This is an optimization exercise on Yosys and OpenROAD, whose aim is small area, a short achievable clock period and few clock cycles per item, not a production implementation. In this exercise RTL edits were held to simulation tests only and were not proved equivalent to the original. Not every run is shown, and edits may drop behaviour that the tests do not exercise. No activity file was given, so power comes from the tool's default toggle rates.

## flow/design.v in outline (module list and top-level ports)
// module multiplier32FP: 195 lines
// module add48: 555 lines
// module pg_grey: 3 lines
// module pg_black: 4 lines
// module sel2: 8 lines
// module mul24_cs: 2259 lines
// module fa_cell: 4 lines
// module ao22_cell: 3 lines
// module xor_cell: 3 lines
// module ha_cell: 4 lines
// module booth_enc: 5 lines
module multiplier32FP (
	input  logic        clk,
	input  logic        rst_n,
	input  logic        start_i,
	input  logic [31:0] a_i,
	input  logic [31:0] b_i,
	output logic        done_o,
	output logic        nan_o,
	output logic        infinit_o,
	output logic        overflow_o,
	output logic        underflow_o,
	output logic [31:0] product_o
);
  // ...
==> flow/flow/run.sh <==
#!/bin/bash
# Own layout flow: the standard ORFS flow (standard.sh) with two changes:
#  - the input and output ports are buffered with buf_4 cells instead of the
#    default port-buffer choice;
#  - timing repair aims for 8.8 ns of setup slack (the clock period and the
#    constraints are unchanged; this only makes repair work on paths that
#    already meet them).
# Each make step writes its own log under orfs/logs; the make output as a
# whole goes to standard.log.
set -euo pipefail
export BUFFER_PORTS_ARGS="-buffer_cell sky130_fd_sc_hd__buf_4"
export SETUP_SLACK_MARGIN=8.8
bash standard.sh > standard.log 2>&1
==> flow/standard.sh <==
#!/bin/bash
# synth_recipe.tcl (not shown) runs the flow's synth.tcl, then flattens the netlist and writes it again
# the make line also repeats each setting of config.mk as NAME=value (left out here)
make -C /OpenROAD-flow-scripts/flow DESIGN_CONFIG=/design/flow/config.mk WORK_HOME=/design/flow/orfs CLKGATE_MAP_FILE= SYNTH_SCRIPT=/design/flow/synth_recipe.tcl "${@:-finish}"
==> flow/config.mk <==
export PLATFORM = sky130hd
export DESIGN_NAME = multiplier32FP
export DESIGN_NICKNAME = multiplier32FP
export VERILOG_FILES = /design/flow/design.v
export SDC_FILE = /design/flow/constraint.sdc
export NUM_CORES = 4
export LEC_CHECK = 0
export CAP_MARGIN = 20
export CORE_MARGIN = 2
export CORE_UTILIZATION = 55
export PLACE_DENSITY = 0.72
export SLEW_MARGIN = 20
export SYNTH_HIERARCHICAL = 1
==> flow/constraint.sdc <==
create_clock -name core_clock -period 15.0 [get_ports {clk}]
set_input_delay 3.0000 -clock core_clock [delete_from_list [all_inputs] [get_ports {clk}]]
set_output_delay 3.0000 -clock core_clock [all_outputs]
set_load 0.01 [all_outputs]
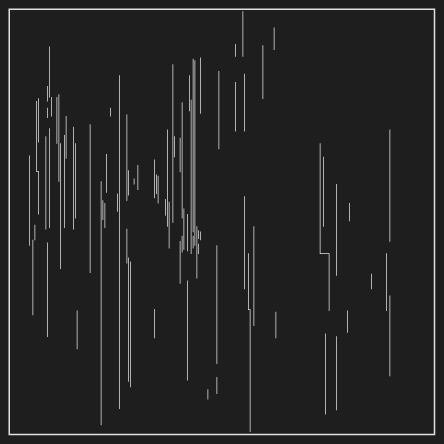
*Signal wires on met4, run 1*
Scale: 2 px per um.
longest straight run: 167 um
main direction: vertical
nets with wire on the layer: 77
wire length on this layer: 2,880 um
WL final: 74,800 um
Vias: 19,500

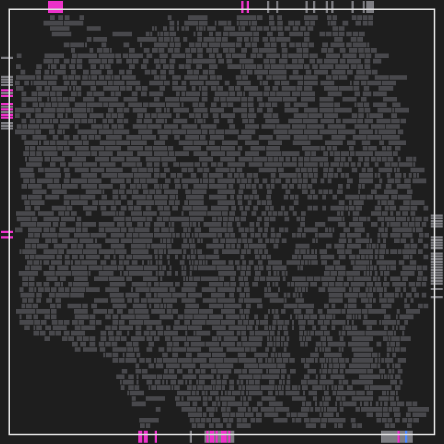
*Pin map, run 1*
Scale: 2 px per um. Pins as bars across the die edge, other pins in grey.
[blue] done_o | pins: 1 | direction: output | edge: bottom
[magenta] b_i | pins: 32 | direction: input | edge: 14 bottom, 10 top, 8 left
Port Buffers: 103
die width: 212 um
die height: 212 um

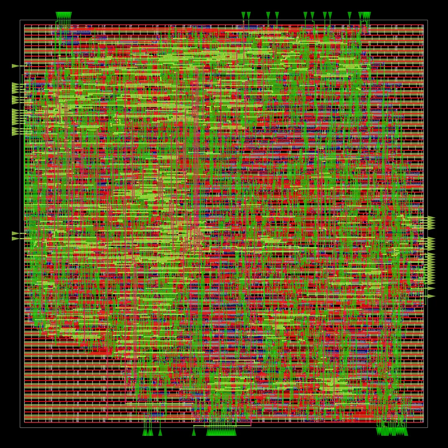
*Wires after detailed routing, run 1*
GR Util All Layers: 32.1%
top sig layer: met4

==> results.yml, run 1 <==
route:
  firstDrtPassIters: 6
  vias_per_cell: 6.43
  dr.first_iter.drc_count: 1978
  ant_nets: 0
clocking:
  clkLatencyLatePin_ns: 0.45
  clkSinkCount: 185
  clockBufferDepth: 2
  htree_levels: 4
  numCtsBuffers: 17
synth:
  yosysSeqAreaShare_pct: 16.2
  synth_warnings: 9
  synth_area_leader_cell: "fa_1"
  synth_area_um2: 23800
  synth.area.top_cells: "fa_1, xor2_1, dfxtp_1"
  avgSynthCellArea_um2: 10.1
die:
  start_util_pct: 55.4
  dieArea_um2: 44900
worst_setup_path:
  reg2reg_depth: 20
  crit_type: "flop to output pin"
  r2r_slack_ns: 9.18
  required_ns: 12.00
  critPathMaxFanout: 8
worst_hold_path:
  hold_path_class: "flop to flop"
sta:
  period_share_pct: 44.6
  max_freq_mhz: 150
  tightest_slew_ns: 0.955
  fin_skew_ns: 0.0119
  final_max_slew_viol_count: 0
status:
  status: "finished clean"
global_routing:
  grt_max_degree: 73
  grt_pass1_vias: 19300
  grt_overflow_total: 0
  grt_first_pass_wirelength_um: 111000
power:
  ir_drop_uv: 202
  total_power_w: 0.00646
flow_run:
  max-cap-violations: 0
layout:
  n_antenna_cell: 0
  area_delta_synth_final_pct: 17.4
Testbench counts for the RTL of run 1, summed over its fixed seeds: cycles 3,321, ops 3,200.
-- run 1: critical path: stages (launching register included) --
cell and delay (ns):
dfxtp_2 0.33, ha_4 0.25, and2_1 0.19, and2_1 0.20, a21o_4 0.26, a21o_4 0.24, a21o_1 0.20, a21o_1 0.21
xor2_4 0.29, buf_12 0.17, buf_16 0.15, mux2_4 0.32, a211o_1 0.27, buf_6 0.13
-- run 1: report_power, final --
part | switching, W | total [W] | leakage, nW | internal [W]
combinational | 0.00264 | 0.00508 | 10.1 | 0.00244
sequential | 0.000174 | 0.000938 | 1.58 | 0.000764
clock | 0.000211 | 0.000442 | 0.283 | 0.000232
-- run 1: cell usage after synthesis, drive strengths merged (44+ instances only) --
cell type and n:
o21ai 67, fa 266, ha 92, inv 82, and2 111, a22o 302
mux2i 50, a21oi 56, dfxtp 169, xor2 389, buf 148, nor2 44
nand2 60, a21o 134
-- run 1: cell usage in the layout (no fill, tap or decap), types with 49 or more instances in the layout --
cell type  synthesis  layout
xor2_1           388     336
a22o_1           302     299
fa_1             266     216
buf_4            124     155
dfxtp_1          169     142
a21o_1           134     130
and2_1            93      84
inv_1             82      82
nand2_1           59      57
ha_1              92      53
fa_2               0      50
mux2i_1           49      49
-- run 1: layer usage --
metal / up-vias / share of wire (%) / wire, um / global-route usage, %
met2: 1072 / 47 / 34900 / 50.8
met5: - / 0 / 0 / 0
met4: 0 / 3.8 / 2880 / 13.0
li1: 8433 / - / - / -
met3: 183 / 8.9 / 6640 / 4.23
met1: 9788 / 41 / 30500 / 44.6
-- run 1: stage by stage --
| stage | instance area (um2) | std cells |
|---|---|---|
| after detailed placement | 24700 | 2905 |
| after CTS | 26700 | 2991 |
| final | 27900 | 3029 |
| after global placement | 24700 | 2905 |
| after floorplan | 24300 | 2377 |
| after global routing | 27900 | 3029 |
-- run 1: kinds of logic (layout without fill, tap and decap cells) --
logic type      count (synthesis)  after routing  share of synthesized area (%)
xor+xnor                      414            414                           15.3
buf+inv                       250            311                           6.25
simple gates                  375            378                           8.75
flops                         185            185                           16.2
compound gates                679            682                           22.5
mux                            85             85                           3.78
fa+ha+maj                     358            358                           27.2
other cells                     1             31                         0.0158
-- run 1: timing repair --
action / in CTS / in global routing
gates resized for setup: 155 / 123
pin swaps: 34 / 46
hold buffers: 0 / 0
buffers inserted: 45 / 27
endpoints found under the hold margin: 0 / 0
gates cloned: 9 / 11
endpoints found under the setup margin: 87 / 103
-- run 1: layout make-up --
type,instances,area (um2)
inverters,82,308
repair buffers,197,2090
clock inverters,12,100
fillers,3284,15000
multi-input cells,1948,20300
clock buffers,20,468
well taps,585,732
flip-flops and latches,185,3890
### Metal 3, run 1

Scale: 2 px per um.
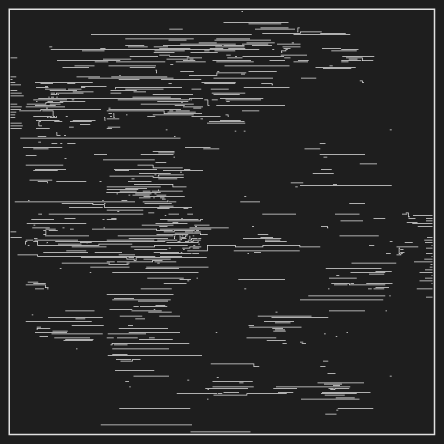

--- run 2 (diff from run 1) ---
--- a/flow/flow/run.sh
+++ b/flow/flow/run.sh
@@ -4,3 +4,3 @@
 #    default port-buffer choice;
-#  - timing repair aims for 8.8 ns of setup slack (the clock period and the
+#  - timing repair aims for 8 ns of setup slack (the clock period and the
 #    constraints are unchanged; this only makes repair work on paths that
@@ -11,3 +11,3 @@
 export BUFFER_PORTS_ARGS="-buffer_cell sky130_fd_sc_hd__buf_4"
-export SETUP_SLACK_MARGIN=8.8
+export SETUP_SLACK_MARGIN=8
 bash standard.sh > standard.log 2>&1
--- a/flow/config.mk
+++ b/flow/config.mk
@@ -7,7 +7,7 @@
 export LEC_CHECK = 0
-export CAP_MARGIN = 20
+export CAP_MARGIN = 0
 export CORE_MARGIN = 2
-export CORE_UTILIZATION = 55
-export PLACE_DENSITY = 0.72
-export SLEW_MARGIN = 20
+export CORE_UTILIZATION = 60
+export PLACE_DENSITY = 0.75
+export SLEW_MARGIN = 0
 export SYNTH_HIERARCHICAL = 1
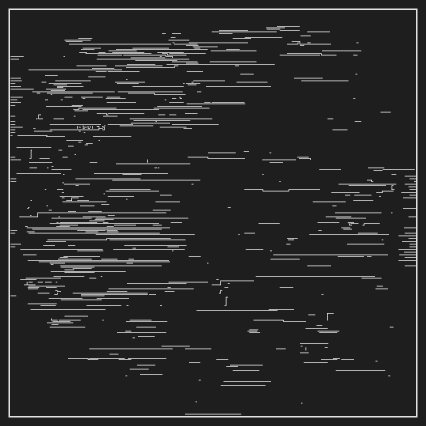
*Metal 3, run 2*
Scale: 2 px per um.
longest straight run: 71.3 um
nets with wire on the layer: 290
wire length on this layer: 5,530 um
share of all routed wire: 8.0%
Vias: 18,700
WL final: 69,100 um
met3 Use GR: 5.91%

==> run 2 against run 1 <==
  * Count of clock-buffer cells in the layout down 3
  * Via count down 3.8%
  * Largest power group unchanged
  * Fmax down 3.8%
  * Area after synthesis unchanged
  * Wire length down 7.7%
  * Hold slack better by 0.011 ns
  * Critical endpoint is now c_r[27]$_DFF_P_
  * Critical path depth down 2
  * Clock power up 5.9%
  * Worst setup slack worse by 0.26 ns
  * Global-route usage up 1.2 points
  * Final area down 10%
  * Synthesized cell count unchanged
==> results.yml, run 2 <==
status:
  status: "finished clean"
clocking:
  htree_levels: 4
  cts_hold_buf: 0
  clkSinkCount: 185
  clkLatencyLatePin_ns: 0.45
layout:
  final_cell_mix: "xor2_1, a22o_1, fa_1"
  n_antenna_cell: 0
  final_common_cell: "xor2_1"
synth:
  synth_area_um2: 23800
  avgSynthCellArea_um2: 10.1
  synth_area_leader_cell: "fa_1"
  synth.area.top_cells: "fa_1, xor2_1, dfxtp_1"
worst_setup_path:
  r2r_slack_ns: 9.29
  critPathMaxFanout: 40
  critPathBufInv: 2
  reg2reg_depth: 20
  max_stage_delay_ns: 0.58
  path_cells: "buf_4 > nand2_1 > o22ai_2 > a22o_1 > xor2_1 > inv_1 > fa_1 > fa_1 > fa_1 > fa_1 > fa_1"
  crit_top_cell: "fa_1"
  crit_type: "input pin to flop"
  required_ns: 15.33
  crit_cells: 11
route:
  vias_per_cell: 6.52
  firstDrtPassIters: 5
  ant_nets: 0
global_routing:
  grt_first_pass_wirelength_um: 107000
  grt_usage_pct: 33.4
power:
  total_power_w: 0.00577
  ir_drop_uv: 124
die:
  dieHeight_um: 203
flow_run:
  max-cap-violations: 0
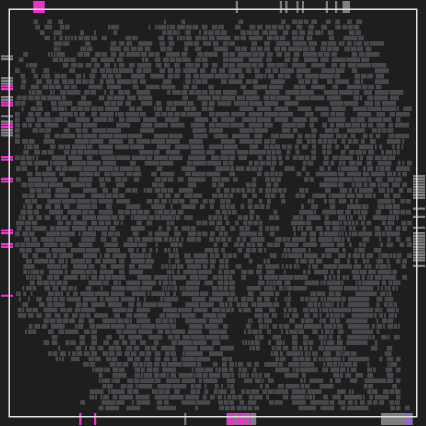
*Pin map, run 2*
Scale: 2 px per um. Pins as bars across the die edge, other pins in grey.
[magenta] b_i | pins: 32 | direction: input | edge: 15 left, 11 bottom, 6 top
[blue] done_o | pins: 1 | direction: output | edge: bottom
all pins by edge: 36 bottom, 27 left, 24 right, 17 top

run 2: cell count changes in the layout (fill, tap and decap cells not counted), sizes merged:
cell | previous run | this run
nand2 | 63 | 60
bufbuf | 3 | 0
o22ai | 41 | 38
buf | 185 | 113
inv | 90 | 88
bufinv | 0 | 2
clkinvlp | 1 | 4
clkbuf | 29 | 18
run 2: area by class of cell:
cell class / count / area (um2) / share of cell area [%]
Inverter: 82 / 308 / 1.23
Tap cell: 518 / 648 / 2.59
Multi-Input combinational cell: 1942 / 18700 / 74.7
Sequential cell: 185 / 3850 / 15.4
Timing Repair Buffer: 114 / 902 / 3.61
Clock inverter: 15 / 188 / 0.751
Clock buffer: 17 / 425 / 1.70
run 2: kinds of logic after synthesis:
logic type | share of synthesized area [%]
other cells | 0.0158
buf+inv | 6.25
simple gates | 8.75
mux | 3.78
flops | 16.2
fa+ha+maj | 27.2
compound gates | 22.5
xor+xnor | 15.3
run 2: per-layer routing:
layer | up-vias | part of all wire (%) | wire (um) | global-route usage (%)
met3 | 160 | 8.0 | 5530 | 5.91
met5 | - | 0.072 | 50 | 0
li1 | 8252 | - | - | -
met4 | 2 | 3.4 | 2330 | 12.7
met1 | 9423 | 42 | 29300 | 45.2
met2 | 903 | 46 | 31900 | 53.4
run 2: power by group:
group | switching (W) | internal [W]
logic | 0.00245 | 0.00198
clock network | 0.000215 | 0.000253
registers | 0.000121 | 0.000753
run 2: stage by stage:
stage          cell area [um2]  instances  util, %  setup slack, ns  hold WS (ns)
6_report                 25000       2873     64.2             8.05         0.426
5_1_grt                  25000       2873     64.2             7.99         0.440
4_1_cts                  24900       2871     63.9             8.03         0.428
3_5_place_dp             24200       2839     62.3             7.49         0.418
3_3_place_gp             24200       2839     62.3             7.60         0.409
2_1_floorplan            23900       2377        -             8.28         0.407
run 2: what timing repair did:
action	CTS	global route
setup buffers	0	1
gates resized for setup	3	14
setup endpoints to repair	11	49
pin swaps	0	1
gates cloned	0	1
run 2: worst reg2reg max path, cell delays in order, from the launching register on:
cell and delay (ns):
dfxtp_1 0.55, and2_1 0.20, ha_1 0.16, inv_1 0.05
fa_1 0.39, nand2b_1 0.19, a21oi_1 0.23, and3_1 0.22
o22a_1 0.17, o31ai_1 0.08, o22ai_2 0.66, mux2_2 0.44
ha_1 0.32, nand2_1 0.12, nand3b_1 0.08, o22ai_1 0.25
o211ai_1 0.21, mux2i_4 0.21, buf_4 0.56, mux2i_1 0.29
o2bb2ai_1 0.13
### Signal wires on met4, run 2

Scale: 2 px per um.
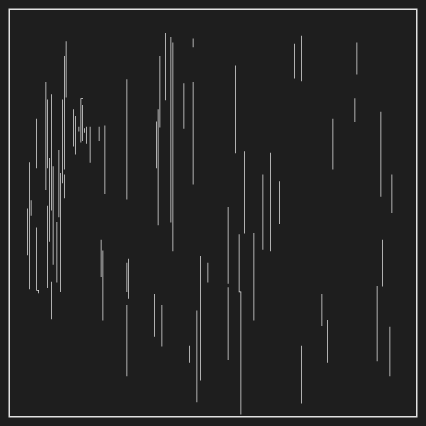

--- run 3 (diff from run 2) ---
--- a/flow/flow/run.sh
+++ b/flow/flow/run.sh
@@ -4,3 +4,3 @@
 #    default port-buffer choice;
-#  - timing repair aims for 8 ns of setup slack (the clock period and the
+#  - timing repair aims for 8.2 ns of setup slack (the clock period and the
 #    constraints are unchanged; this only makes repair work on paths that
@@ -11,3 +11,3 @@
 export BUFFER_PORTS_ARGS="-buffer_cell sky130_fd_sc_hd__buf_4"
-export SETUP_SLACK_MARGIN=8
+export SETUP_SLACK_MARGIN=8.2
 bash standard.sh > standard.log 2>&1
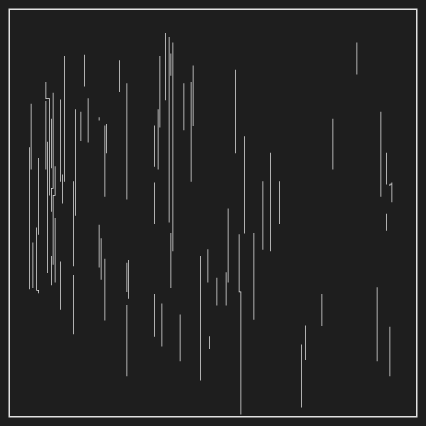
*Signal wires on met4, run 3*
Scale: 2 px per um.
share of all routed wire: 3.4%
wire length on this layer: 2,380 um
nets with wire on the layer: 63
Vias: 18,900
WL final: 70,100 um

==> run 3 against run 2 <==
  * Via count grew 0.80%
  * Largest power group unchanged
  * Still clean
  * Final area grew 2.0%
  * Hold slack is essentially flat
==> results.yml, run 3 <==
layout:
  final_cell_mix: "xor2_1, a22o_1, fa_1"
  multi_input_area_um2: 19100
  final_cell_count_no_fill: 2875
  finish.utilization_pct: 65.5
  area_delta_synth_final_pct: 7.26
  final-seq-area_um2: 3860
worst_setup_path:
  crit_type: "flop to output pin"
  slowest_stage: "dfxtp_1"
  critPathMaxFanout: 8
  crit_top_cell: "a21o_1"
  critPathTopFamily: "compound AO/OA/AOI/OAI gates"
  critPathBufInv: 3
  r2r_slack_ns: 9.28
synth:
  synth_area_leader_cell: "fa_1"
  synth.area.top_cells: "fa_1, xor2_1, dfxtp_1"
  yosysMostFrequentCell: "xor2_1"
  yosysSeqAreaShare_pct: 16.2
  avgSynthCellArea_um2: 10.1
  synth_area_um2: 23800
sta:
  max_freq_mhz: 148
  final_max_slew_viol_count: 0
  period_share_pct: 44.9
global_routing:
  grt_max_degree: 73
  grt_pass1_vias: 19100
  grt_first_pass_wirelength_um: 108000
  grt_overflow_total: 0
route:
  dr.first_iter.drc_count: 1931
  ant_nets: 0
placement:
  pre_cts_ws_ns: 7.49
  io_buffers: 103
clocking:
  clkLatencyLatePin_ns: 0.45
  clockBufferDepth: 2
  cts_hold_buf: 0
  numCtsBuffers: 17
status:
  status: "finished clean"
die:
  start_util_pct: 61.1
  die_x_um: 203
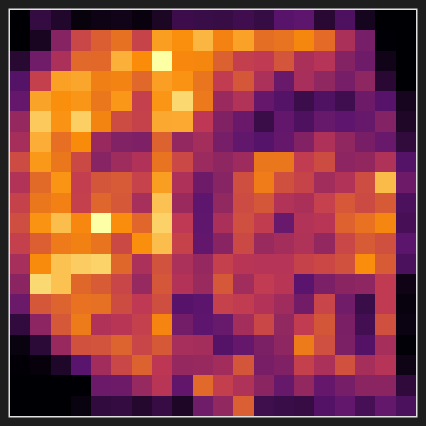
*Wire density map, run 3*
Scale: 2 px per um. 20 x 20 tiles, from black (low) to pale yellow (high), scaled to the fullest tile. Values are wire area over tile area, all layers added.
nearly empty tiles: 4.5%
mean over tiles: 0.28
tiles over half the peak: 44%
Avg WL per Cell: 24.4 um
GR Util All Layers: 33.6%

## run 3: cell counts after synthesis
Identical to the previous run, type by type.
## run 3: logic make-up after synthesis
group                    count (synthesis)  share of synthesized area [%]
AO/OA/AOI/OAI                          679                           22.5
AND/OR/NAND/NOR                        375                           8.75
buffers and inverters                  250                           6.25
adder cells (fa/ha/maj)                358                           27.2
multiplexers                            85                           3.78
other                                    1                         0.0158
flip-flops                             185                           16.2
XOR/XNOR                               414                           15.3
## run 3: metrics by stage
| step | power, W | area (um2) |
|---|---|---|
| after global placement | 0.00507 | 24200 |
| final | 0.00596 | 25500 |
| after global routing | 0.00642 | 25500 |
| after floorplan | 0.00468 | 23900 |
| after CTS | 0.00577 | 25000 |
| after detailed placement | 0.00519 | 24200 |
## run 3: area by class of cell
type / count / share of cell area [%]
Clock buffer: 17 / 1.67
Timing Repair Buffer: 115 / 3.75
Multi-Input combinational cell: 1942 / 74.9
Sequential cell: 185 / 15.1
Antenna cell: 1 / 0.00981
Clock inverter: 15 / 0.736
Inverter: 82 / 1.21
Tap cell: 518 / 2.54
## run 3: layer usage
| metal | share of wire, % | wire length (um) | vias up | global-route usage [%] |
|---|---|---|---|---|
| met5 | 0 | 0 | - | 0 |
| li1 | - | - | 8259 | - |
| met3 | 8.3 | 5800 | 157 | 6.21 |
| met4 | 3.4 | 2380 | 0 | 13.5 |
| met2 | 47 | 32700 | 939 | 53.4 |
| met1 | 42 | 29200 | 9535 | 45.3 |
## run 3: report_power, final
group          internal [W]  switching (W)
clock              0.000253       0.000217
sequential         0.000756       0.000159
combinational       0.00210        0.00248
## run 3: worst register-to-register path, cell delays in order, from the launching register on
cell       delay, ns
dfxtp_1         0.55
and2_1          0.20
ha_1            0.16
inv_1           0.05
fa_1            0.39
nand2b_1        0.19
a21oi_1         0.23
and3_1          0.22
o22a_1          0.18
o31ai_1         0.08
o22ai_2         0.66
mux2_2          0.44
ha_1            0.32
nand2_1         0.12
nand3b_1        0.08
o22ai_1         0.25
o211ai_1        0.21
mux2i_4         0.21
buf_4           0.56
mux2i_1         0.29
o2bb2ai_1       0.13
## run 3: what timing repair did
item                                    CTS  global route
pin swaps                                 2             1
endpoints found under the setup margin   54            59
gates resized for setup                  38            56
setup buffers                             1             0
cloned                                    1             1

what the ideal ports hide:
How much do the figures lean on ideal ports? The routed layouts below were timed once more, with nothing changed but the port constraints.
Step 1 assumes that a clkbuf_16 drives the clock port and a buf_2 every other input.
Step 2 moves the port delays by t, midway between the first and last clock arrival at a register: inputs arrive t later, outputs are due t later. That takes back most of the time a late clock gives input paths.
Slacks: ideal / step 1 / step 2; pairs: ideal / step 1.
run	t, ns	setup slack, ns	worst setup path after step 2	slew at the worst register clock pin (ns)
run 1	0.489	8.317 / 8.274 / 8.157	input to register	0.08 / 0.08
run 2	0.486	8.052 / 8.060 / 7.574	input to register	0.08 / 0.08
run 3	0.486	8.266 / 8.222 / 7.809	input to register	0.08 / 0.08
After both steps setup and hold are still met in every run listed. The setup slack of run 2, which loses most, moves by +0.008 ns with the drivers and by -0.478 ns with both steps.
